What follows belongs to an exercise in optimizing a design on an open flow for small area and a short achievable clock period; a production flow would make more cautious choices. Only simulation tests tie the RTL to the original design; equivalence was not proved. No activity file was given, so power comes from the tool's default toggle rates.

Fig. 1: M4 wires
Drawn at 2 px/um. Supply wires on this layer in grey.
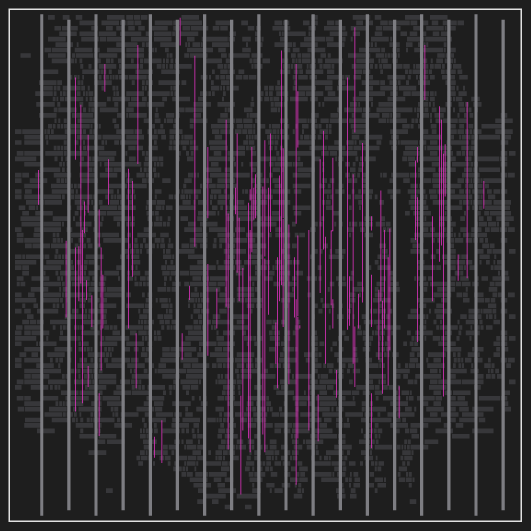
Fig. 2: cells by drive strength
Drawn at 2 px/um.
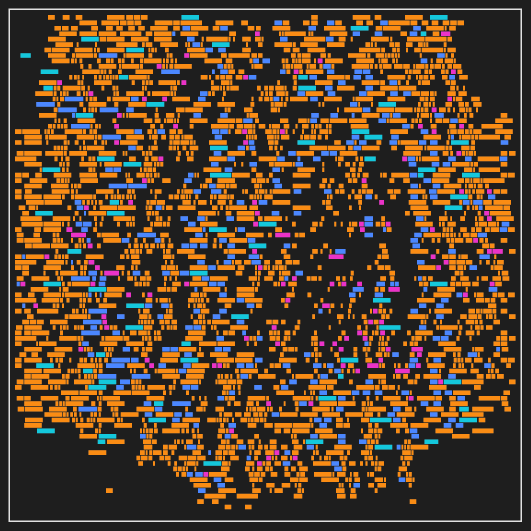
Fig. 3: wires after detailed routing
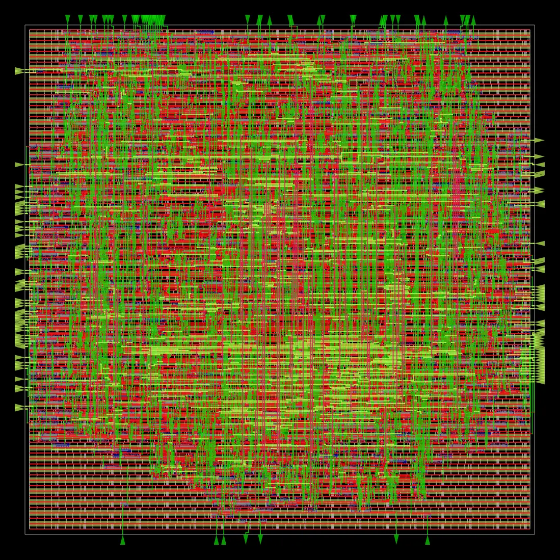
$ cat flow/run.sh
#!/bin/bash
# synth_recipe.tcl (not shown) runs the flow's synth.tcl, then flattens the netlist and writes it again
# the make line also repeats each setting of config.mk as NAME=value (left out here)
make -C /OpenROAD-flow-scripts/flow DESIGN_CONFIG=/design/flow/config.mk WORK_HOME=/design/flow/orfs CLKGATE_MAP_FILE= SYNTH_SCRIPT=/design/flow/synth_recipe.tcl finish
$ cat flow/config.mk
export PLATFORM = sky130hd
export DESIGN_NAME = e203_plic
export DESIGN_NICKNAME = e203_plic
export VERILOG_FILES = /design/flow/design.v
export SDC_FILE = /design/flow/constraint.sdc
export NUM_CORES = 8
export LEC_CHECK = 0
export CAP_MARGIN = 20
export CORE_MARGIN = 2
export CORE_UTILIZATION = 40
export SLEW_MARGIN = 20
$ cat flow/constraint.sdc
create_clock -name core_clock -period 8.0 [get_ports {clk}]
set_input_delay 1.6000 -clock core_clock [delete_from_list [all_inputs] [get_ports {clk}]]
set_output_delay 1.6000 -clock core_clock [all_outputs]
set_load 0.01 [all_outputs]
$ cat flow/design.v
module sirv_gnrl_dfflrs # (
  parameter DW = 32
) (
  input               lden, 
  input      [DW-1:0] dnxt,
  output     [DW-1:0] qout,
  input               clk,
  input               rst_n
);
reg [DW-1:0] qout_r;
always @(posedge clk or negedge rst_n)
begin : DFFLRS_PROC
  if (rst_n == 1'b0)
    qout_r <= {DW{1'b1}};
  else if (lden == 1'b1)
    qout_r <= #1 dnxt;
end
assign qout = qout_r;
endmodule
module sirv_gnrl_dfflr # (
  parameter DW = 32
) (
  input               lden, 
  input      [DW-1:0] dnxt,
  output     [DW-1:0] qout,
  input               clk,
  input               rst_n
);
reg [DW-1:0] qout_r;
always @(posedge clk or negedge rst_n)
begin : DFFLR_PROC
  if (rst_n == 1'b0)
    qout_r <= {DW{1'b0}};
  else if (lden == 1'b1)
    qout_r <= #1 dnxt;
end
assign qout = qout_r;
endmodule
module sirv_gnrl_dffl # (
  parameter DW = 32
) (
  input               lden, 
  input      [DW-1:0] dnxt,
  output     [DW-1:0] qout,
  input               clk 
);
reg [DW-1:0] qout_r;
always @(posedge clk)
begin : DFFL_PROC
  if (lden == 1'b1)
    qout_r <= #1 dnxt;
end
assign qout = qout_r;
endmodule
module sirv_gnrl_dffrs # (
  parameter DW = 32
) (
  input      [DW-1:0] dnxt,
  output     [DW-1:0] qout,
  input               clk,
  input               rst_n
);
reg [DW-1:0] qout_r;
always @(posedge clk or negedge rst_n)
begin : DFFRS_PROC
  if (rst_n == 1'b0)
    qout_r <= {DW{1'b1}};
  else                  
    qout_r <= #1 dnxt;
end
assign qout = qout_r;
endmodule
module sirv_gnrl_dffr # (
  parameter DW = 32
) (
  input      [DW-1:0] dnxt,
  output     [DW-1:0] qout,
  input               clk,
  input               rst_n
);
reg [DW-1:0] qout_r;
always @(posedge clk or negedge rst_n)
begin : DFFR_PROC
  if (rst_n == 1'b0)
    qout_r <= {DW{1'b0}};
  else                  
    qout_r <= #1 dnxt;
end
assign qout = qout_r;
endmodule
module sirv_gnrl_ltch # (
  parameter DW = 32
) (
  input               lden, 
  input      [DW-1:0] dnxt,
  output     [DW-1:0] qout
);
reg [DW-1:0] qout_r;
always @ * 
begin : LTCH_PROC
  if (lden == 1'b1)
    qout_r <= dnxt;
end
assign qout = qout_r;
endmodule
module sirv_gnrl_pipe_stage # (
  parameter CUT_READY = 0,
  parameter DP = 1,
  parameter DW = 32
) (
  input           i_vld, 
  output          i_rdy, 
  input  [DW-1:0] i_dat,
  output          o_vld, 
  input           o_rdy, 
  output [DW-1:0] o_dat,
  input           clk,
  input           rst_n
);
  genvar i;
  generate  
  if(DP == 0) begin: dp_eq_0 
      assign o_vld = i_vld;
      assign i_rdy = o_rdy;
      assign o_dat = i_dat;
  end 
  else begin: dp_gt_0 
      wire vld_set;
      wire vld_clr;
      wire vld_ena;
      wire vld_r;
      wire vld_nxt;
      assign vld_set = i_vld & i_rdy;
      assign vld_clr = o_vld & o_rdy;
      assign vld_ena = vld_set | vld_clr;
      assign vld_nxt = vld_set | (~vld_clr);
      sirv_gnrl_dfflr #(1) vld_dfflr (vld_ena, vld_nxt, vld_r, clk, rst_n);
      assign o_vld = vld_r;
      sirv_gnrl_dffl #(DW) dat_dfflr (vld_set, i_dat, o_dat, clk);
      if(CUT_READY == 1) begin:cut_ready 
          assign i_rdy = (~vld_r);
      end 
      else begin:no_cut_ready 
          assign i_rdy = (~vld_r) | vld_clr;
      end 
  end 
  endgenerate 
endmodule 
module sirv_gnrl_sync # (
  parameter DP = 2,
  parameter DW = 32
) (
  input  [DW-1:0] din_a,
  output [DW-1:0] dout,
  input           rst_n, 
  input           clk 
);
  wire [DW-1:0] sync_dat [DP-1:0];
  genvar i;
  generate 
    for(i=0;i<DP;i=i+1) begin:sync_gen
      if(i==0) begin:i_is_0
        sirv_gnrl_dffr #(DW) sync_dffr(din_a,         sync_dat[0], clk, rst_n);
      end
      else begin:i_is_not_0
        sirv_gnrl_dffr #(DW) sync_dffr(sync_dat[i-1], sync_dat[i], clk, rst_n);
      end
    end
  endgenerate
  assign dout = sync_dat[DP-1];
endmodule
module sirv_gnrl_cdc_rx
# (
  parameter DW = 32,
  parameter SYNC_DP = 2
) (
  input  i_vld_a, 
  output i_rdy, 
  input  [DW-1:0] i_dat,
  output o_vld, 
  input  o_rdy, 
  output [DW-1:0] o_dat,
  input  clk,
  input  rst_n 
);
wire i_vld_sync;
sirv_gnrl_sync #(.DP(SYNC_DP), .DW(1)) u_i_vld_sync (
     .clk   (clk),
     .rst_n (rst_n),
     .din_a (i_vld_a),
     .dout  (i_vld_sync)
    );
wire i_vld_sync_r;
sirv_gnrl_dffr #(1) i_vld_sync_dffr(i_vld_sync, i_vld_sync_r, clk, rst_n);
wire i_vld_sync_nedge = (~i_vld_sync) & i_vld_sync_r;
wire buf_rdy;
wire i_rdy_r;
wire i_rdy_set = buf_rdy & i_vld_sync & (~i_rdy_r);
wire i_rdy_clr = i_vld_sync_nedge;
wire i_rdy_ena = i_rdy_set |   i_rdy_clr;
wire i_rdy_nxt = i_rdy_set | (~i_rdy_clr);
sirv_gnrl_dfflr #(1) i_rdy_dfflr(i_rdy_ena, i_rdy_nxt, i_rdy_r, clk, rst_n);
assign i_rdy = i_rdy_r;
wire buf_vld_r;
wire [DW-1:0] buf_dat_r;
wire buf_dat_ena = i_rdy_set;
sirv_gnrl_dfflr #(DW) buf_dat_dfflr(buf_dat_ena, i_dat, buf_dat_r, clk, rst_n);
wire buf_vld_set = buf_dat_ena;
wire buf_vld_clr = o_vld & o_rdy;
wire buf_vld_ena = buf_vld_set | buf_vld_clr;
wire buf_vld_nxt = buf_vld_set | (~buf_vld_clr);
sirv_gnrl_dfflr #(1) buf_vld_dfflr(buf_vld_ena, buf_vld_nxt, buf_vld_r, clk, rst_n);
assign buf_rdy = (~buf_vld_r);
assign o_vld = buf_vld_r;
assign o_dat = buf_dat_r;
endmodule 
module sirv_gnrl_cdc_tx
# (
  parameter DW = 32,
  parameter SYNC_DP = 2
) (
  input  i_vld, 
  output i_rdy, 
  input  [DW-1:0] i_dat,
  output o_vld, 
  input  o_rdy_a, 
  output [DW-1:0] o_dat,
  input  clk,
  input  rst_n 
);
wire o_rdy_sync;
sirv_gnrl_sync #(
    .DP(SYNC_DP), 
    .DW(1)
) u_o_rdy_sync (
         .clk   (clk),
         .rst_n (rst_n),
         .din_a (o_rdy_a),
         .dout  (o_rdy_sync)
        );
wire vld_r;
wire [DW-1:0] dat_r;
wire vld_set = i_vld & i_rdy;
wire vld_clr = o_vld & o_rdy_sync;
wire vld_ena = vld_set | vld_clr;
wire vld_nxt = vld_set | (~vld_clr);
sirv_gnrl_dfflr #(1) vld_dfflr(vld_ena, vld_nxt, vld_r, clk, rst_n);
sirv_gnrl_dfflr #(DW) dat_dfflr(vld_set, i_dat, dat_r, clk, rst_n);
wire o_rdy_sync_r;
sirv_gnrl_dffr #(1) o_rdy_sync_dffr(o_rdy_sync, o_rdy_sync_r, clk, rst_n);
wire o_rdy_nedge = (~o_rdy_sync) & o_rdy_sync_r;
wire nrdy_r;
wire nrdy_set = vld_set;
wire nrdy_clr = o_rdy_nedge;
wire nrdy_ena = nrdy_set | nrdy_clr;
wire nrdy_nxt = nrdy_set | (~nrdy_clr);
sirv_gnrl_dfflr #(1) buf_nrdy_dfflr(nrdy_ena, nrdy_nxt, nrdy_r, clk, rst_n);
assign o_vld = vld_r;
assign o_dat = dat_r;
assign i_rdy = (~nrdy_r) | nrdy_clr;
endmodule 
module sirv_gnrl_bypbuf # (
  parameter DP = 8,
  parameter DW = 32
) (
  input           i_vld,
  output          i_rdy,
  input  [DW-1:0] i_dat,
  output          o_vld,
  input           o_rdy,
  output [DW-1:0] o_dat,
  input           clk,
  input           rst_n
);
  wire          fifo_i_vld;
  wire          fifo_i_rdy;
  wire [DW-1:0] fifo_i_dat;
  wire          fifo_o_vld;
  wire          fifo_o_rdy;
  wire [DW-1:0] fifo_o_dat;
  sirv_gnrl_fifo # (
       .DP(DP),
       .DW(DW),
       .CUT_READY(1) 
  ) u_bypbuf_fifo(
    .i_vld   (fifo_i_vld),
    .i_rdy   (fifo_i_rdy),
    .i_dat   (fifo_i_dat),
    .o_vld   (fifo_o_vld),
    .o_rdy   (fifo_o_rdy),
    .o_dat   (fifo_o_dat),
    .clk     (clk  ),
    .rst_n   (rst_n)
  );
  assign i_rdy = fifo_i_rdy;
  wire byp = i_vld & o_rdy & (~fifo_o_vld);
  assign fifo_o_rdy = o_rdy;
  assign o_vld = fifo_o_vld | i_vld;
  assign o_dat = fifo_o_vld ? fifo_o_dat : i_dat;
  assign fifo_i_dat  = i_dat; 
  assign fifo_i_vld = i_vld & (~byp);
endmodule 
module sirv_gnrl_fifo # (
  parameter CUT_READY = 0,
  parameter MSKO = 0, 
  parameter DP   = 8, 
  parameter DW   = 32 
) (
  input           i_vld, 
  output          i_rdy, 
  input  [DW-1:0] i_dat,
  output          o_vld, 
  input           o_rdy, 
  output [DW-1:0] o_dat,
  input           clk,
  input           rst_n
);
genvar i;
generate  
  if(DP == 0) begin: dp_eq1 
     assign o_vld = i_vld;
     assign i_rdy = o_rdy;
     assign o_dat = i_dat;
  end 
  else begin: dp_gt0 
    wire [DW-1:0] fifo_rf_r [DP-1:0];
    wire [DP-1:0] fifo_rf_en;
    wire wen = i_vld & i_rdy;
    wire ren = o_vld & o_rdy;
    wire [DP-1:0] rptr_vec_nxt; 
    wire [DP-1:0] rptr_vec_r;
    wire [DP-1:0] wptr_vec_nxt; 
    wire [DP-1:0] wptr_vec_r;
    if(DP == 1) begin:rptr_dp_1
      assign rptr_vec_nxt = 1'b1; 
    end
    else begin:rptr_dp_not_1
      assign rptr_vec_nxt = 
          rptr_vec_r[DP-1] ? {{DP-1{1'b0}}, 1'b1} :
                          (rptr_vec_r << 1);
    end
    if(DP == 1) begin:wptr_dp_1
      assign wptr_vec_nxt = 1'b1; 
    end
    else begin:wptr_dp_not_1
      assign wptr_vec_nxt =
          wptr_vec_r[DP-1] ? {{DP-1{1'b0}}, 1'b1} :
                          (wptr_vec_r << 1);
    end
    sirv_gnrl_dfflrs #(1)    rptr_vec_0_dfflrs  (ren, rptr_vec_nxt[0]     , rptr_vec_r[0]     , clk, rst_n);
    sirv_gnrl_dfflrs #(1)    wptr_vec_0_dfflrs  (wen, wptr_vec_nxt[0]     , wptr_vec_r[0]     , clk, rst_n);
    if(DP > 1) begin:dp_gt1
    sirv_gnrl_dfflr  #(DP-1) rptr_vec_31_dfflr  (ren, rptr_vec_nxt[DP-1:1], rptr_vec_r[DP-1:1], clk, rst_n);
    sirv_gnrl_dfflr  #(DP-1) wptr_vec_31_dfflr  (wen, wptr_vec_nxt[DP-1:1], wptr_vec_r[DP-1:1], clk, rst_n);
    end
    wire [DP:0] i_vec;
    wire [DP:0] o_vec;
    wire [DP:0] vec_nxt; 
    wire [DP:0] vec_r;
    wire vec_en = (ren ^ wen );
    assign vec_nxt = wen ? {vec_r[DP-1:0], 1'b1} : (vec_r >> 1);  
    sirv_gnrl_dfflrs #(1)  vec_0_dfflrs     (vec_en, vec_nxt[0]     , vec_r[0]     ,     clk, rst_n);
    sirv_gnrl_dfflr  #(DP) vec_31_dfflr     (vec_en, vec_nxt[DP:1], vec_r[DP:1],     clk, rst_n);
    assign i_vec = {1'b0,vec_r[DP:1]};
    assign o_vec = {1'b0,vec_r[DP:1]};
    if(DP == 1) begin:cut_dp_eq1 
        if(CUT_READY == 1) begin:cut_ready 
          assign i_rdy = (~i_vec[DP-1]);
        end 
        else begin:no_cut_ready 
          assign i_rdy = (~i_vec[DP-1]) | ren;
        end 
    end 
    else begin : no_cut_dp_gt1 
      assign i_rdy = (~i_vec[DP-1]);
    end 
    for (i=0; i<DP; i=i+1) begin:fifo_rf 
      assign fifo_rf_en[i] = wen & wptr_vec_r[i];
      sirv_gnrl_dffl  #(DW) fifo_rf_dffl (fifo_rf_en[i], i_dat, fifo_rf_r[i], clk);
    end 
    integer j;
    reg [DW-1:0] mux_rdat;
    always @*
    begin : rd_port_PROC 
      mux_rdat = {DW{1'b0}};
      for(j=0; j<DP; j=j+1) begin
        mux_rdat = mux_rdat | ({DW{rptr_vec_r[j]}} & fifo_rf_r[j]);
      end
    end 
    if(MSKO == 1) begin:mask_output 
        assign o_dat = {DW{o_vld}} & mux_rdat;
    end 
    else begin:no_mask_output 
        assign o_dat = mux_rdat;
    end 
    assign o_vld = (o_vec[0]);
  end 
endgenerate 
endmodule 
module sirv_LevelGateway(
  input   clock,
  input   reset,
  input   io_interrupt,
  output  io_plic_valid,
  input   io_plic_ready,
  input   io_plic_complete
);
  reg  inFlight;
  reg [31:0] GEN_2;
  wire  T_12;
  wire  GEN_0;
  wire  GEN_1;
  wire  T_16;
  wire  T_17;
  assign io_plic_valid = T_17;
  assign T_12 = io_interrupt & io_plic_ready;
  assign GEN_0 = T_12 ? 1'h1 : inFlight;
  assign GEN_1 = io_plic_complete ? 1'h0 : GEN_0;
  assign T_16 = inFlight == 1'h0;
  assign T_17 = io_interrupt & T_16;
  always @(posedge clock or posedge reset) begin
    if (reset) begin
      inFlight <= 1'h0;
    end else begin
      if (io_plic_complete) begin
        inFlight <= 1'h0;
      end else begin
        if (T_12) begin
          inFlight <= 1'h1;
        end
      end
    end
  end
endmodule
module sirv_plic_man # (
    parameter PLIC_PRIO_WIDTH = 3,
    parameter PLIC_IRQ_NUM = 8, 
    parameter PLIC_IRQ_NUM_LOG2 = 3, 
    parameter PLIC_ICB_RSP_FLOP = 0,  
    parameter PLIC_IRQ_I_FLOP = 0,  
    parameter PLIC_IRQ_O_FLOP = 0   
)(
  input   clk,
  input   rst_n,
  input                      icb_cmd_valid,
  output                     icb_cmd_ready,
  input  [24-1:0]            icb_cmd_addr, 
  input                      icb_cmd_read, 
  input  [32-1:0]            icb_cmd_wdata,
  output                     icb_rsp_valid,
  input                      icb_rsp_ready,
  output [32-1:0]            icb_rsp_rdata,
  input  [PLIC_IRQ_NUM-1:0]      plic_irq_i,
  output plic_irq_o
);
localparam PLIC_PEND_ARRAY = (((PLIC_IRQ_NUM-1)/32) + 1);
 wire icb_cmd_hsked    = icb_cmd_valid & icb_cmd_ready;
 wire icb_cmd_wr_hsked = icb_cmd_hsked & (~icb_cmd_read); 
 wire icb_cmd_rd_hsked = icb_cmd_hsked & icb_cmd_read; 
 wire [PLIC_IRQ_NUM-1:0]  plic_irq_i_r;
 wire [PLIC_IRQ_NUM-1:0]  irq_i_gated_valid;
 wire [PLIC_IRQ_NUM-1:0]  irq_i_gated_ready;
 wire [PLIC_IRQ_NUM-1:0]  irq_i_gated_hsked;
 reg [PLIC_IRQ_NUM-1:0]  icb_claim_irq;
 reg [PLIC_IRQ_NUM-1:0]  icb_complete_irq;
 wire irq_o;
 wire [PLIC_IRQ_NUM_LOG2-1:0] irq_id ;
 wire [PLIC_IRQ_NUM_LOG2-1:0] plic_irq_id ;
 wire [PLIC_PRIO_WIDTH-1:0] plic_irq_prio ;
 wire [PLIC_IRQ_NUM-1:0]  irq_pend_set;
 wire [PLIC_IRQ_NUM-1:0]  irq_pend_clr;
 wire [PLIC_IRQ_NUM-1:0]  irq_pend_ena;
 wire [PLIC_IRQ_NUM-1:0]  irq_pend_nxt;
 wire [PLIC_PEND_ARRAY*32-1:0] irq_pend_r;   
 wire [PLIC_PEND_ARRAY-1:0] icb_cmd_sel_pend;
 wire icb_cmd_sel_clam;
 wire icb_cmd_sel_thod;
 wire irq_thod_ena;
 wire [PLIC_PRIO_WIDTH-1:0] irq_thod_nxt; 
 wire [PLIC_PRIO_WIDTH-1:0] irq_thod_r  ;  
 wire [PLIC_IRQ_NUM-1:0]  icb_cmd_sel_prio;
 wire [PLIC_IRQ_NUM-1:0]  irq_prio_ena;
 wire [PLIC_PRIO_WIDTH-1:0] irq_prio_nxt [PLIC_IRQ_NUM-1:0];
 wire [PLIC_PRIO_WIDTH-1:0] irq_prio_r [PLIC_IRQ_NUM-1:0];   
 wire [PLIC_PRIO_WIDTH-1:0] irq_prio_masked [PLIC_IRQ_NUM-1:0];   
 wire irq_prio_lvl_10_lt [1024-1:0];  
 wire irq_prio_lvl_9_lt  [512-1:0] ;  
 wire irq_prio_lvl_8_lt  [256-1:0] ;  
 wire irq_prio_lvl_7_lt  [128-1:0] ;  
 wire irq_prio_lvl_6_lt  [64-1:0]  ;  
 wire irq_prio_lvl_5_lt  [32-1:0]  ;  
 wire irq_prio_lvl_4_lt  [16-1:0]  ;  
 wire irq_prio_lvl_3_lt  [8-1:0]   ;  
 wire irq_prio_lvl_2_lt  [4-1:0]   ;  
 wire irq_prio_lvl_1_lt  [2-1:0]   ;  
 wire irq_prio_top_lt              ;  
 wire [PLIC_PRIO_WIDTH-1:0] irq_prio_lvl_10 [1024-1:0] ;  
 wire [PLIC_PRIO_WIDTH-1:0] irq_prio_lvl_9  [512-1:0]  ;  
 wire [PLIC_PRIO_WIDTH-1:0] irq_prio_lvl_8  [256-1:0]  ;  
 wire [PLIC_PRIO_WIDTH-1:0] irq_prio_lvl_7  [128-1:0]  ;  
 wire [PLIC_PRIO_WIDTH-1:0] irq_prio_lvl_6  [64-1:0]   ;  
 wire [PLIC_PRIO_WIDTH-1:0] irq_prio_lvl_5  [32-1:0]   ;  
 wire [PLIC_PRIO_WIDTH-1:0] irq_prio_lvl_4  [16-1:0]   ;  
 wire [PLIC_PRIO_WIDTH-1:0] irq_prio_lvl_3  [8-1:0]    ;  
 wire [PLIC_PRIO_WIDTH-1:0] irq_prio_lvl_2  [4-1:0]    ;  
 wire [PLIC_PRIO_WIDTH-1:0] irq_prio_lvl_1  [2-1:0]    ;  
 wire [PLIC_PRIO_WIDTH-1:0] irq_prio_top               ;  
 wire [PLIC_IRQ_NUM_LOG2-1:0] irq_id_lvl_10 [1024-1:0] ;  
 wire [PLIC_IRQ_NUM_LOG2-1:0] irq_id_lvl_9  [512-1:0]  ;  
 wire [PLIC_IRQ_NUM_LOG2-1:0] irq_id_lvl_8  [256-1:0]  ;  
 wire [PLIC_IRQ_NUM_LOG2-1:0] irq_id_lvl_7  [128-1:0]  ;  
 wire [PLIC_IRQ_NUM_LOG2-1:0] irq_id_lvl_6  [64-1:0]   ;  
 wire [PLIC_IRQ_NUM_LOG2-1:0] irq_id_lvl_5  [32-1:0]   ;  
 wire [PLIC_IRQ_NUM_LOG2-1:0] irq_id_lvl_4  [16-1:0]   ;  
 wire [PLIC_IRQ_NUM_LOG2-1:0] irq_id_lvl_3  [8-1:0]    ;  
 wire [PLIC_IRQ_NUM_LOG2-1:0] irq_id_lvl_2  [4-1:0]    ;  
 wire [PLIC_IRQ_NUM_LOG2-1:0] irq_id_lvl_1  [2-1:0]    ;  
 wire [PLIC_IRQ_NUM_LOG2-1:0] irq_id_top               ;  
 wire irq_ip_lvl_10 [1024-1:0] ;  
 wire irq_ip_lvl_9  [512-1:0]  ;  
 wire irq_ip_lvl_8  [256-1:0]  ;  
 wire irq_ip_lvl_7  [128-1:0]  ;  
 wire irq_ip_lvl_6  [64-1:0]   ;  
 wire irq_ip_lvl_5  [32-1:0]   ;  
 wire irq_ip_lvl_4  [16-1:0]   ;  
 wire irq_ip_lvl_3  [8-1:0]    ;  
 wire irq_ip_lvl_2  [4-1:0]    ;  
 wire irq_ip_lvl_1  [2-1:0]    ;  
 wire irq_ip_top               ;  
 wire          icb_cmd_sel_enab [PLIC_PEND_ARRAY-1:0];
 wire          irq_enab_ena     [PLIC_PEND_ARRAY-1:0];
 wire [32-1:0] irq_enab_nxt     [PLIC_PEND_ARRAY-1:0];
 wire [32-1:0] irq_enab_r       [PLIC_PEND_ARRAY-1:0];
 wire plic_irq_o_pre;
 genvar i;
 integer ii;
 generate 
   if(PLIC_IRQ_I_FLOP == 1) begin: flop_i_irq
      sirv_gnrl_dffr #(PLIC_IRQ_NUM) plic_irq_i_dffr(plic_irq_i , plic_irq_i_r, clk, rst_n);
   end
   else begin: no_flop_i_irq
      assign plic_irq_i_r = plic_irq_i;
   end
   if(PLIC_IRQ_O_FLOP == 1) begin: flop_o_irq
        sirv_gnrl_dffr #(1) plic_irq_o_dffr(irq_o , plic_irq_o_pre, clk, rst_n);
        sirv_gnrl_dffr #(PLIC_IRQ_NUM_LOG2) plic_irq_id_dffr(irq_id , plic_irq_id, clk, rst_n);
        sirv_gnrl_dffr #(PLIC_PRIO_WIDTH) plic_irq_prio_dffr(irq_prio_top , plic_irq_prio, clk, rst_n);
   end
   else begin: no_flop_o_irq
        assign plic_irq_o_pre  = irq_o ;
        assign plic_irq_id = irq_id;
        assign plic_irq_prio = irq_prio_top;
   end
     assign plic_irq_o = plic_irq_o_pre; 
     assign irq_i_gated_hsked[0] = 1'b0;
     assign irq_i_gated_valid[0] = 1'b0;
     assign irq_i_gated_ready[0] = 1'b0;
     assign irq_pend_set[0] = 1'b0;
     assign irq_pend_clr[0] = 1'b0;
     assign irq_pend_ena[0] = 1'b0;
     assign irq_pend_nxt[0] = 1'b0;
     assign irq_pend_r  [0] = 1'b0;
     assign irq_prio_ena[0] = 1'b0;
     assign irq_prio_nxt[0] = {PLIC_PRIO_WIDTH{1'b0}};
     assign irq_prio_r[0]   = {PLIC_PRIO_WIDTH{1'b0}};
     assign irq_prio_masked[0] = {PLIC_PRIO_WIDTH{1'b0}};
   for(i=1; i<PLIC_IRQ_NUM;i=i+1) begin: source_gen 
     sirv_LevelGateway u_LevelGateway_1_1 (
       .clock           (clk   ),
       .reset           (~rst_n),
       .io_interrupt    (plic_irq_i_r[i]),
       .io_plic_valid   (irq_i_gated_valid[i]),
       .io_plic_ready   (irq_i_gated_ready[i]),
       .io_plic_complete(icb_complete_irq[i])
     );
     assign irq_i_gated_hsked[i] = irq_i_gated_valid[i] & irq_i_gated_ready[i];
     assign irq_i_gated_ready[i] = (~irq_pend_r[i]);
     assign irq_pend_set[i] = irq_i_gated_hsked[i];
     assign irq_pend_clr[i] = icb_claim_irq[i];
     assign irq_pend_ena[i] = (irq_pend_set[i] | irq_pend_clr[i]);
     assign irq_pend_nxt[i] = (irq_pend_set[i] | (~irq_pend_clr[i]));
     sirv_gnrl_dfflr #(1) irq_pend_dfflr(irq_pend_ena[i] , irq_pend_nxt[i], irq_pend_r[i], clk, rst_n);
     assign irq_prio_ena[i] = icb_cmd_wr_hsked & icb_cmd_sel_prio[i];
     assign irq_prio_nxt[i] = icb_cmd_wdata[PLIC_PRIO_WIDTH-1:0];
     sirv_gnrl_dfflr #(PLIC_PRIO_WIDTH) irq_prio_dfflr(irq_prio_ena[i] , irq_prio_nxt[i], irq_prio_r[i], clk, rst_n);
     assign irq_prio_masked[i] = irq_prio_r[i] & {PLIC_PRIO_WIDTH{irq_pend_r[i]}};
   end 
   for(i=PLIC_IRQ_NUM; i<(PLIC_PEND_ARRAY*32);i=i+1) begin: pend_gen 
       assign irq_pend_r[i] = 1'b0;
   end 
   for(i=0; i<(PLIC_PEND_ARRAY);i=i+1) begin: enab_r_i 
     assign irq_enab_ena[i] = icb_cmd_sel_enab[i] & icb_cmd_wr_hsked;
     sirv_gnrl_dfflr #(32) irq_enab_dfflr(irq_enab_ena[i], irq_enab_nxt[i], irq_enab_r[i], clk, rst_n);
     if(i == 0)begin: i0_ena
       assign irq_enab_nxt[i] = {icb_cmd_wdata[31:1],1'b0}; 
     end
     else if((PLIC_PEND_ARRAY-1) == i) begin:last_one
         if((PLIC_IRQ_NUM%32) == 0) begin:irq_num_div_32
           assign irq_enab_nxt[i] = icb_cmd_wdata[31:0];
         end
         else begin:irq_num_not_div_32
           assign irq_enab_nxt[i] = icb_cmd_wdata[(PLIC_IRQ_NUM%32)-1:0];
         end
     end
     else begin:no_last_one
       assign irq_enab_nxt[i] = icb_cmd_wdata[31:0];
     end
   end 
   assign irq_thod_ena = icb_cmd_wr_hsked & icb_cmd_sel_thod;
   assign irq_thod_nxt = icb_cmd_wdata[PLIC_PRIO_WIDTH-1:0];
   sirv_gnrl_dfflr #(PLIC_PRIO_WIDTH) irq_thod_dfflr(irq_thod_ena , irq_thod_nxt, irq_thod_r, clk, rst_n);
         assign irq_prio_lvl_10[0] = {PLIC_PRIO_WIDTH{1'b0}};  
         assign irq_id_lvl_10  [0] = {PLIC_IRQ_NUM_LOG2{1'b0}};
         assign irq_ip_lvl_10  [0] = 1'b0;
     for(i=1; i<PLIC_IRQ_NUM;i=i+1) begin: tie_input 
         assign irq_prio_lvl_10[i] = irq_prio_masked[i] & {PLIC_PRIO_WIDTH{irq_enab_r[i/32][i%32]}};
         assign irq_id_lvl_10  [i] = i[PLIC_IRQ_NUM_LOG2-1:0];
         assign irq_ip_lvl_10  [i] = irq_pend_r[i] & irq_enab_r[i/32][i%32];
     end 
     for(i=PLIC_IRQ_NUM; i<1024;i=i+1) begin: tie_unused_tozero 
         assign irq_prio_lvl_10[i] = {PLIC_PRIO_WIDTH{1'b0}};  
         assign irq_id_lvl_10  [i] = i[PLIC_IRQ_NUM_LOG2-1:0];
         assign irq_ip_lvl_10  [i] = 1'b0;
     end 
     for(i=0; i<512;i=i+1) begin: lvl_9_comp_gen 
         assign irq_prio_lvl_9_lt[i] = (irq_prio_lvl_10[2*i] < irq_prio_lvl_10[(2*i)+1]); 
         assign irq_prio_lvl_9[i] = irq_prio_lvl_9_lt[i] ? irq_prio_lvl_10[(2*i)+1] : irq_prio_lvl_10[2*i];
         assign irq_id_lvl_9  [i] = irq_prio_lvl_9_lt[i] ? irq_id_lvl_10  [(2*i)+1] : irq_id_lvl_10  [2*i];
         assign irq_ip_lvl_9  [i] = irq_prio_lvl_9_lt[i] ? irq_ip_lvl_10  [(2*i)+1] : irq_ip_lvl_10  [2*i];
     end 
     for(i=0; i<256;i=i+1) begin: lvl_8_comp_gen 
         assign irq_prio_lvl_8_lt[i] = (irq_prio_lvl_9[2*i] < irq_prio_lvl_9[(2*i)+1]); 
         assign irq_prio_lvl_8[i] = irq_prio_lvl_8_lt[i] ? irq_prio_lvl_9[(2*i)+1] : irq_prio_lvl_9[2*i];
         assign irq_id_lvl_8  [i] = irq_prio_lvl_8_lt[i] ? irq_id_lvl_9  [(2*i)+1] : irq_id_lvl_9  [2*i];
         assign irq_ip_lvl_8  [i] = irq_prio_lvl_8_lt[i] ? irq_ip_lvl_9  [(2*i)+1] : irq_ip_lvl_9  [2*i];
     end 
     for(i=0; i<128;i=i+1) begin: lvl_7_comp_gen 
         assign irq_prio_lvl_7_lt[i] = (irq_prio_lvl_8[2*i] < irq_prio_lvl_8[(2*i)+1]); 
         assign irq_prio_lvl_7[i] = irq_prio_lvl_7_lt[i] ? irq_prio_lvl_8[(2*i)+1] : irq_prio_lvl_8[2*i];
         assign irq_id_lvl_7  [i] = irq_prio_lvl_7_lt[i] ? irq_id_lvl_8  [(2*i)+1] : irq_id_lvl_8  [2*i];
         assign irq_ip_lvl_7  [i] = irq_prio_lvl_7_lt[i] ? irq_ip_lvl_8  [(2*i)+1] : irq_ip_lvl_8  [2*i];
     end 
     for(i=0; i<64;i=i+1) begin: lvl_6_comp_gen 
         assign irq_prio_lvl_6_lt[i] = (irq_prio_lvl_7[2*i] < irq_prio_lvl_7[(2*i)+1]); 
         assign irq_prio_lvl_6[i] = irq_prio_lvl_6_lt[i] ? irq_prio_lvl_7[(2*i)+1] : irq_prio_lvl_7[2*i];
         assign irq_id_lvl_6  [i] = irq_prio_lvl_6_lt[i] ? irq_id_lvl_7  [(2*i)+1] : irq_id_lvl_7  [2*i];
         assign irq_ip_lvl_6  [i] = irq_prio_lvl_6_lt[i] ? irq_ip_lvl_7  [(2*i)+1] : irq_ip_lvl_7  [2*i];
     end 
     for(i=0; i<32;i=i+1) begin: lvl_5_comp_gen 
         assign irq_prio_lvl_5_lt[i] = (irq_prio_lvl_6[2*i] < irq_prio_lvl_6[(2*i)+1]); 
         assign irq_prio_lvl_5[i] = irq_prio_lvl_5_lt[i] ? irq_prio_lvl_6[(2*i)+1] : irq_prio_lvl_6[2*i];
         assign irq_id_lvl_5  [i] = irq_prio_lvl_5_lt[i] ? irq_id_lvl_6  [(2*i)+1] : irq_id_lvl_6  [2*i];
         assign irq_ip_lvl_5  [i] = irq_prio_lvl_5_lt[i] ? irq_ip_lvl_6  [(2*i)+1] : irq_ip_lvl_6  [2*i];
     end 
     for(i=0; i<16;i=i+1) begin: lvl_4_comp_gen 
         assign irq_prio_lvl_4_lt[i] = (irq_prio_lvl_5[2*i] < irq_prio_lvl_5[(2*i)+1]); 
         assign irq_prio_lvl_4[i] = irq_prio_lvl_4_lt[i] ? irq_prio_lvl_5[(2*i)+1] : irq_prio_lvl_5[2*i];
         assign irq_id_lvl_4  [i] = irq_prio_lvl_4_lt[i] ? irq_id_lvl_5  [(2*i)+1] : irq_id_lvl_5  [2*i];
         assign irq_ip_lvl_4  [i] = irq_prio_lvl_4_lt[i] ? irq_ip_lvl_5  [(2*i)+1] : irq_ip_lvl_5  [2*i];
     end 
     for(i=0; i<8;i=i+1) begin: lvl_3_comp_gen 
         assign irq_prio_lvl_3_lt[i] = (irq_prio_lvl_4[2*i] < irq_prio_lvl_4[(2*i)+1]); 
         assign irq_prio_lvl_3[i] = irq_prio_lvl_3_lt[i] ? irq_prio_lvl_4[(2*i)+1] : irq_prio_lvl_4[2*i];
         assign irq_id_lvl_3  [i] = irq_prio_lvl_3_lt[i] ? irq_id_lvl_4  [(2*i)+1] : irq_id_lvl_4  [2*i];
         assign irq_ip_lvl_3  [i] = irq_prio_lvl_3_lt[i] ? irq_ip_lvl_4  [(2*i)+1] : irq_ip_lvl_4  [2*i];
     end 
     for(i=0; i<4;i=i+1) begin: lvl_2_comp_gen 
         assign irq_prio_lvl_2_lt[i] = (irq_prio_lvl_3[2*i] < irq_prio_lvl_3[(2*i)+1]); 
         assign irq_prio_lvl_2[i] = irq_prio_lvl_2_lt[i] ? irq_prio_lvl_3[(2*i)+1] : irq_prio_lvl_3[2*i];
         assign irq_id_lvl_2  [i] = irq_prio_lvl_2_lt[i] ? irq_id_lvl_3  [(2*i)+1] : irq_id_lvl_3  [2*i];
         assign irq_ip_lvl_2  [i] = irq_prio_lvl_2_lt[i] ? irq_ip_lvl_3  [(2*i)+1] : irq_ip_lvl_3  [2*i];
     end 
     for(i=0; i<2;i=i+1) begin: lvl_1_comp_gen 
         assign irq_prio_lvl_1_lt[i] = (irq_prio_lvl_2[2*i] < irq_prio_lvl_2[(2*i)+1]); 
         assign irq_prio_lvl_1[i] = irq_prio_lvl_1_lt[i] ? irq_prio_lvl_2[(2*i)+1] : irq_prio_lvl_2[2*i];
         assign irq_id_lvl_1  [i] = irq_prio_lvl_1_lt[i] ? irq_id_lvl_2  [(2*i)+1] : irq_id_lvl_2  [2*i];
         assign irq_ip_lvl_1  [i] = irq_prio_lvl_1_lt[i] ? irq_ip_lvl_2  [(2*i)+1] : irq_ip_lvl_2  [2*i];
     end 
     assign irq_prio_top_lt = (irq_prio_lvl_1[0] < irq_prio_lvl_1[1]); 
     assign irq_prio_top    = irq_prio_top_lt ? irq_prio_lvl_1[1] : irq_prio_lvl_1[0];
     assign irq_id_top      = irq_prio_top_lt ? irq_id_lvl_1  [1] : irq_id_lvl_1  [0];
     assign irq_ip_top      = irq_prio_top_lt ? irq_ip_lvl_1  [1] : irq_ip_lvl_1  [0];
     assign irq_o           = irq_ip_top & (irq_prio_top > irq_thod_r);
     assign irq_id          = irq_id_top;
 endgenerate
 generate 
   for(i=0; i<PLIC_IRQ_NUM;i=i+1) begin: sel_prio 
     assign icb_cmd_sel_prio[i] = (icb_cmd_addr == ($unsigned(i) * 4)); 
   end 
   for(i=0; i<(PLIC_PEND_ARRAY);i=i+1) begin: sel_pend 
     assign icb_cmd_sel_pend[i] = (icb_cmd_addr == (($unsigned(i) * 4) + 24'h1000)); 
   end 
     for(i=0; i<(PLIC_PEND_ARRAY);i=i+1) begin: sel_enab_i 
       assign icb_cmd_sel_enab[i] = (icb_cmd_addr == (($unsigned(i) * 4) + 24'h2000)); 
     end 
       assign icb_cmd_sel_thod = (icb_cmd_addr ==  (24'h20_0000)); 
       assign icb_cmd_sel_clam = (icb_cmd_addr ==  (24'h20_0004)); 
 endgenerate
   reg [32-1:0] rsp_rdata_prio;
   reg [32-1:0] rsp_rdata_pend;
   reg [32-1:0] rsp_rdata_targ;
   always @* begin:rdat_prio_mux 
       rsp_rdata_prio = 32'b0;
       for(ii=0; ii<PLIC_IRQ_NUM;ii=ii+1) begin: sel_prio 
         rsp_rdata_prio = rsp_rdata_prio | ({32{icb_cmd_sel_prio[ii]}} & irq_prio_r[ii] );
       end 
   end 
   always @* begin:rdat_pend_mux 
       rsp_rdata_pend = 32'b0;
       for(ii=0; ii<(PLIC_PEND_ARRAY);ii=ii+1) begin: sel_pend 
         rsp_rdata_pend = rsp_rdata_pend | ({32{icb_cmd_sel_pend[ii]}} &  
                             {
                                irq_pend_r[ii*32+31], irq_pend_r[ii*32+30], irq_pend_r[ii*32+29], irq_pend_r[ii*32+28], 
                                irq_pend_r[ii*32+27], irq_pend_r[ii*32+26], irq_pend_r[ii*32+25], irq_pend_r[ii*32+24], 
                                irq_pend_r[ii*32+23], irq_pend_r[ii*32+22], irq_pend_r[ii*32+21], irq_pend_r[ii*32+20], 
                                irq_pend_r[ii*32+19], irq_pend_r[ii*32+18], irq_pend_r[ii*32+17], irq_pend_r[ii*32+16], 
                                irq_pend_r[ii*32+15], irq_pend_r[ii*32+14], irq_pend_r[ii*32+13], irq_pend_r[ii*32+12], 
                                irq_pend_r[ii*32+11], irq_pend_r[ii*32+10], irq_pend_r[ii*32+09], irq_pend_r[ii*32+08], 
                                irq_pend_r[ii*32+07], irq_pend_r[ii*32+06], irq_pend_r[ii*32+05], irq_pend_r[ii*32+04], 
                                irq_pend_r[ii*32+03], irq_pend_r[ii*32+02], irq_pend_r[ii*32+01], irq_pend_r[ii*32+00]  
                             });
       end 
   end 
   always @* begin:rdat_targ_mux 
       rsp_rdata_targ = 32'b0;
       rsp_rdata_targ = rsp_rdata_targ | ({32{icb_cmd_sel_thod}} & irq_thod_r ); 
       rsp_rdata_targ = rsp_rdata_targ | ({32{icb_cmd_sel_clam}} & plic_irq_id);
       for(ii=0; ii<(PLIC_PEND_ARRAY);ii=ii+1) begin: sel_enab_i 
           rsp_rdata_targ = rsp_rdata_targ | ({32{icb_cmd_sel_enab[ii]}} & irq_enab_r[ii]);
       end 
   end 
   wire [32-1:0] rsp_rdata = rsp_rdata_prio | rsp_rdata_pend | rsp_rdata_targ;
   generate 
     if(PLIC_ICB_RSP_FLOP == 1) begin: flop_icb_rsp
     sirv_gnrl_pipe_stage # (
      .CUT_READY(1),
      .DP(1),
      .DW(32)
     ) u_buf_icb_rsp_buf(
       .i_vld(icb_cmd_valid), 
       .i_rdy(icb_cmd_ready), 
       .i_dat(rsp_rdata),
       .o_vld(icb_rsp_valid), 
       .o_rdy(icb_rsp_ready), 
       .o_dat(icb_rsp_rdata),
       .clk  (clk  ),
       .rst_n(rst_n)  
      );
     end
     else begin: no_flop_icb_rsp
       assign icb_rsp_valid = icb_cmd_valid;
       assign icb_cmd_ready = icb_rsp_ready;
       assign icb_rsp_rdata = rsp_rdata;
     end
   endgenerate
   generate 
   for(i=0; i<PLIC_IRQ_NUM;i=i+1) begin: claim_complete_gen 
     always @* begin:claim_complete 
         icb_claim_irq   [i] = 1'b0;
         icb_complete_irq[i] = 1'b0;
         icb_claim_irq   [i] = icb_claim_irq[i] | ((rsp_rdata == i) & icb_cmd_sel_clam & icb_cmd_rd_hsked);
         icb_complete_irq[i] = icb_complete_irq[i] | ((icb_cmd_wdata[PLIC_IRQ_NUM_LOG2-1:0] == i) & icb_cmd_sel_clam & icb_cmd_wr_hsked);
     end 
   end 
   endgenerate
endmodule
module e203_plic (
  input          clk,
  input          rst_n,
  input          icb_cmd_valid,
  output         icb_cmd_ready,
  input  [23:0]  icb_cmd_addr,
  input          icb_cmd_read,
  input  [31:0]  icb_cmd_wdata,
  output         icb_rsp_valid,
  input          icb_rsp_ready,
  output [31:0]  icb_rsp_rdata,
  input  [51:0]  irq_i,
  output         irq_o
);
  sirv_plic_man #(
    .PLIC_PRIO_WIDTH   (3),
    .PLIC_IRQ_NUM      (53),
    .PLIC_IRQ_NUM_LOG2 (6),
    .PLIC_ICB_RSP_FLOP (1),
    .PLIC_IRQ_I_FLOP   (1),
    .PLIC_IRQ_O_FLOP   (1)
  ) u_sirv_plic_man (
    .clk           (clk),
    .rst_n         (rst_n),
    .icb_cmd_valid (icb_cmd_valid),
    .icb_cmd_ready (icb_cmd_ready),
    .icb_cmd_addr  (icb_cmd_addr),
    .icb_cmd_read  (icb_cmd_read),
    .icb_cmd_wdata (icb_cmd_wdata),
    .icb_rsp_valid (icb_rsp_valid),
    .icb_rsp_ready (icb_rsp_ready),
    .icb_rsp_rdata (icb_rsp_rdata),
    .plic_irq_i    ({irq_i, 1'b0}),
    .plic_irq_o    (irq_o)
  );
endmodule
==> results by group <==
Yosys
  • Mapped Area: 0.02526 mm^2
  • Syn_nets: 2870
  • YS warnings: 10
  • Number of synthesized flops with an enable pin: 32
  • Ys flop type: dfrtp_1
  • Yosys cell types: 89
  • Seq cells post-synth: 407
  • Post-Syn Area per Cell: 9.708 um^2

Drt
  • Via count of the routed design: 22.42k
  • DR DRC count: 0
  • Drt pass-1 iters: 8
  • Routed Antenna Nets: 0

Power
  • Clock power share: 0.487
  • PwrDens: 153.4 mW/mm^2
  • Top Consumer: the clock network
  • Gate power share: 0.050
  • Clk pwr: 2.24 mW
  • Power Internal: 3.494 mW
  • Lkg Pwr: 14.06 nW
  • Seq pwr share: 0.462

STA
  • WHS: 0.4724 ns
  • Relative slew margins: 0.1728
  • Final worst slack: 0.3978 ns
  • Setup TNS: 0 ns
  • Post-route clock skew: 0.03334 ns
  • FMAX: 0.1315 GHz
  • Worst-margin pin slew: 1.237 ns
  • Final Critical Period: 7.602 ns
  • Final setup viols: 0
  • Final period utilization: 0.9503

CTS
  • CTS Buffer Depth: 3
  • Sink Count: 407
  • H-Tree Depth: 2
  • Post-CTS sizing: 0
  • Clock slew seen by the registers of the worst setup and hold paths: 0.06 ns
  • CTS root buf: clkbuf_16

Layout
  • Utilization after layout: 0.4768
  • Share of post-route cells with drive strength above 1: 0.1934
  • Commonest non-fill, non-tap cell in the layout: dfrtp_1
  • Post-Layout Cell Count: 3670
  • Most frequent cells in the layout: dfrtp_1, inv_1, mux2_2

Floorplanning
  • I/O Pins: 148
  • Initial core utilization: 0.4027
  • # rows: 92
  • Die W: 255.3 um
  • Core Region: 0.06274 mm^2

Global routing
  • Met2 GRT Util: 0.4798
  • Met1 Use GR: 0.4175
  • GR Layer Usage met3: 0.05288
  • Via count of the first global-routing pass: 21.82k
  • Initial antenna violation count: 2
  • First-pass GRT wire length: 148400 um
  • Most Crowded Layer GR: met2
  • GRT Util Overall: 0.3065

Job
  • Max cap viols: 0

Critical path
  • R2R depth: 37
  • Startpoint types: flip-flop
  • Crit path kind: reg -> reg
  • CP max stage cell: dfrtp_1
  • Worst EP required: 8.47 ns
  • CP endpoint kind: flip-flop
  • Crit-path max cell delay: 0.60 ns
  • Worst R2R End: u_sirv_plic_man.flop_o_irq.plic_irq_o_dffr.qout_r$_DFF_PN0_
  • Crit path top cell by count: ha_1

Worst hold path
  • Worst hold path class: reg -> reg

Place
  • Port Buffer Count: 147
  • Place WS: 0.1850 ns
  • RePlAce Congestion: 1.042

Status
  • Status: no timing/DRC/antenna violations
## Picture notes: Fig. 1
longest straight run: 126 um
main direction: vertical
share of all routed wire: 4.7%
wire length on this layer: 4860 um
nets with wire on the layer: 76

## Picture notes: Fig. 2
[orange] x1 and smaller | cells: 2277
[cyan] x6 and larger | cells: 70
[blue] x2 | cells: 359
[magenta] x3 and x4 | cells: 117
fin area: 0.02991 mm^2
area grow syn2layout: 18.41%

## Picture notes: Fig. 3
Metal-1 WL: 43680 um
drt total wl: 102800 um
routed wl met2: 45840 um
drt wl/cell: 28.01 um

==> synth_stat cells (19+ instances only) <==
master	count	area, um^2
a21o_1	19	142.6
a21oi_1	218	1091
a22oi_1	46	345.3
a31oi_1	60	375.4
and3_1	32	200.2
clkbuf_1	94	352.8
dfrtp_1	375	9384
edfxtp_1	32	960.9
ha_1	155	1939
inv_1	244	915.9
mux2_2	232	2613
mux2i_1	107	1071
nand2_1	116	435.4
nand2b_1	33	206.5
nand3_1	173	865.8
nand4_1	21	131.4
nor2_1	148	555.5
nor2b_1	36	225.2
nor3_1	41	205.2
nor4_1	19	118.9
o21a_1	19	142.6
o21ai_0	72	360.4
o21bai_1	23	172.7
==> critical path, delay by kind of cell (launching register included) <==
family / cells / cell delay [ns]
AOI/OAI and AO/OA: 14 / 2.57
adders and majority gates: 7 / 1.72
buffers and inverters: 5 / 0.47
DFF: 1 / 0.60
muxes: 5 / 1.31
and+or+nand+nor: 6 / 0.75
==> sequential cells by signal, indices dropped and copies added (netlist names), named ones only <==
register,cells
u_sirv_plic_man.flop_o_irq.plic_irq_o_dffr.qout_r,1
u_sirv_plic_man.flop_o_irq.plic_irq_id_dffr.qout_r,6
u_sirv_plic_man.flop_i_irq.plic_irq_i_dffr.qout_r,52
u_sirv_plic_man.enab_r_i.irq_enab_dfflr.qout_r,52
u_sirv_plic_man.source_gen.irq_pend_dfflr.qout_r,52
u_sirv_plic_man.source_gen.u_LevelGateway_1_1.inFlight,52
u_sirv_plic_man.irq_thod_dfflr.qout_r,3
u_sirv_plic_man.source_gen.irq_prio_dfflr.qout_r,156
==> kinds of logic after synthesis <==
logic type	Yosys count	share of synthesized area
and+or+nand+nor	700	0.1459
AOI/OAI and AO/OA	633	0.1644
DFF	407	0.4095
buffers and inverters	368	0.05751
muxes	339	0.1458
adders and majority gates	155	0.07677
==> per-layer routing <==
| layer | wire, um | vias to the layer above |
|---|---|---|
| met5 | 0 | - |
| met4 | 4862 | 0 |
| met3 | 8392 | 223 |
| met2 | 45840 | 1072 |
| met1 | 43680 | 11263 |
| li1 | - | 9866 |
==> layout make-up <==
type,instances,area (um^2),share of cell area
clock inverter,19,201.4,0.006735
multi-input combinational,1827,13650,0.4563
sequential,407,10370,0.3467
antenna,1,2.502,0.00008366
clock buffer,69,1413,0.04723
inverter,248,935.9,0.03129
tap,846,1059,0.03539
timing repair buffer,253,2280,0.07622

-- re-timing with driven ports --
Ports are ideal in the flow. The routed layout listed here was re-timed in OpenROAD. Step 1 assumes that a clkbuf_16 drives the clock port and a buf_2 every other input. Step 2 times the ports against the registers' clock, not the clock port: input delays grow and output delays shrink by t, the midpoint of the rising clock arrivals with the driver on. Three values: no drivers, after step 1, after step 2; two values: the first two.
shift t [ns]: 0.666
setup slack, ns: 0.398 / 0.398 / 0.398
worst setup path after step 2: register to register
After both steps setup and hold are still met in this run. The setup slack of this run moves by 0.000 ns with the drivers and by 0.000 ns with both steps.
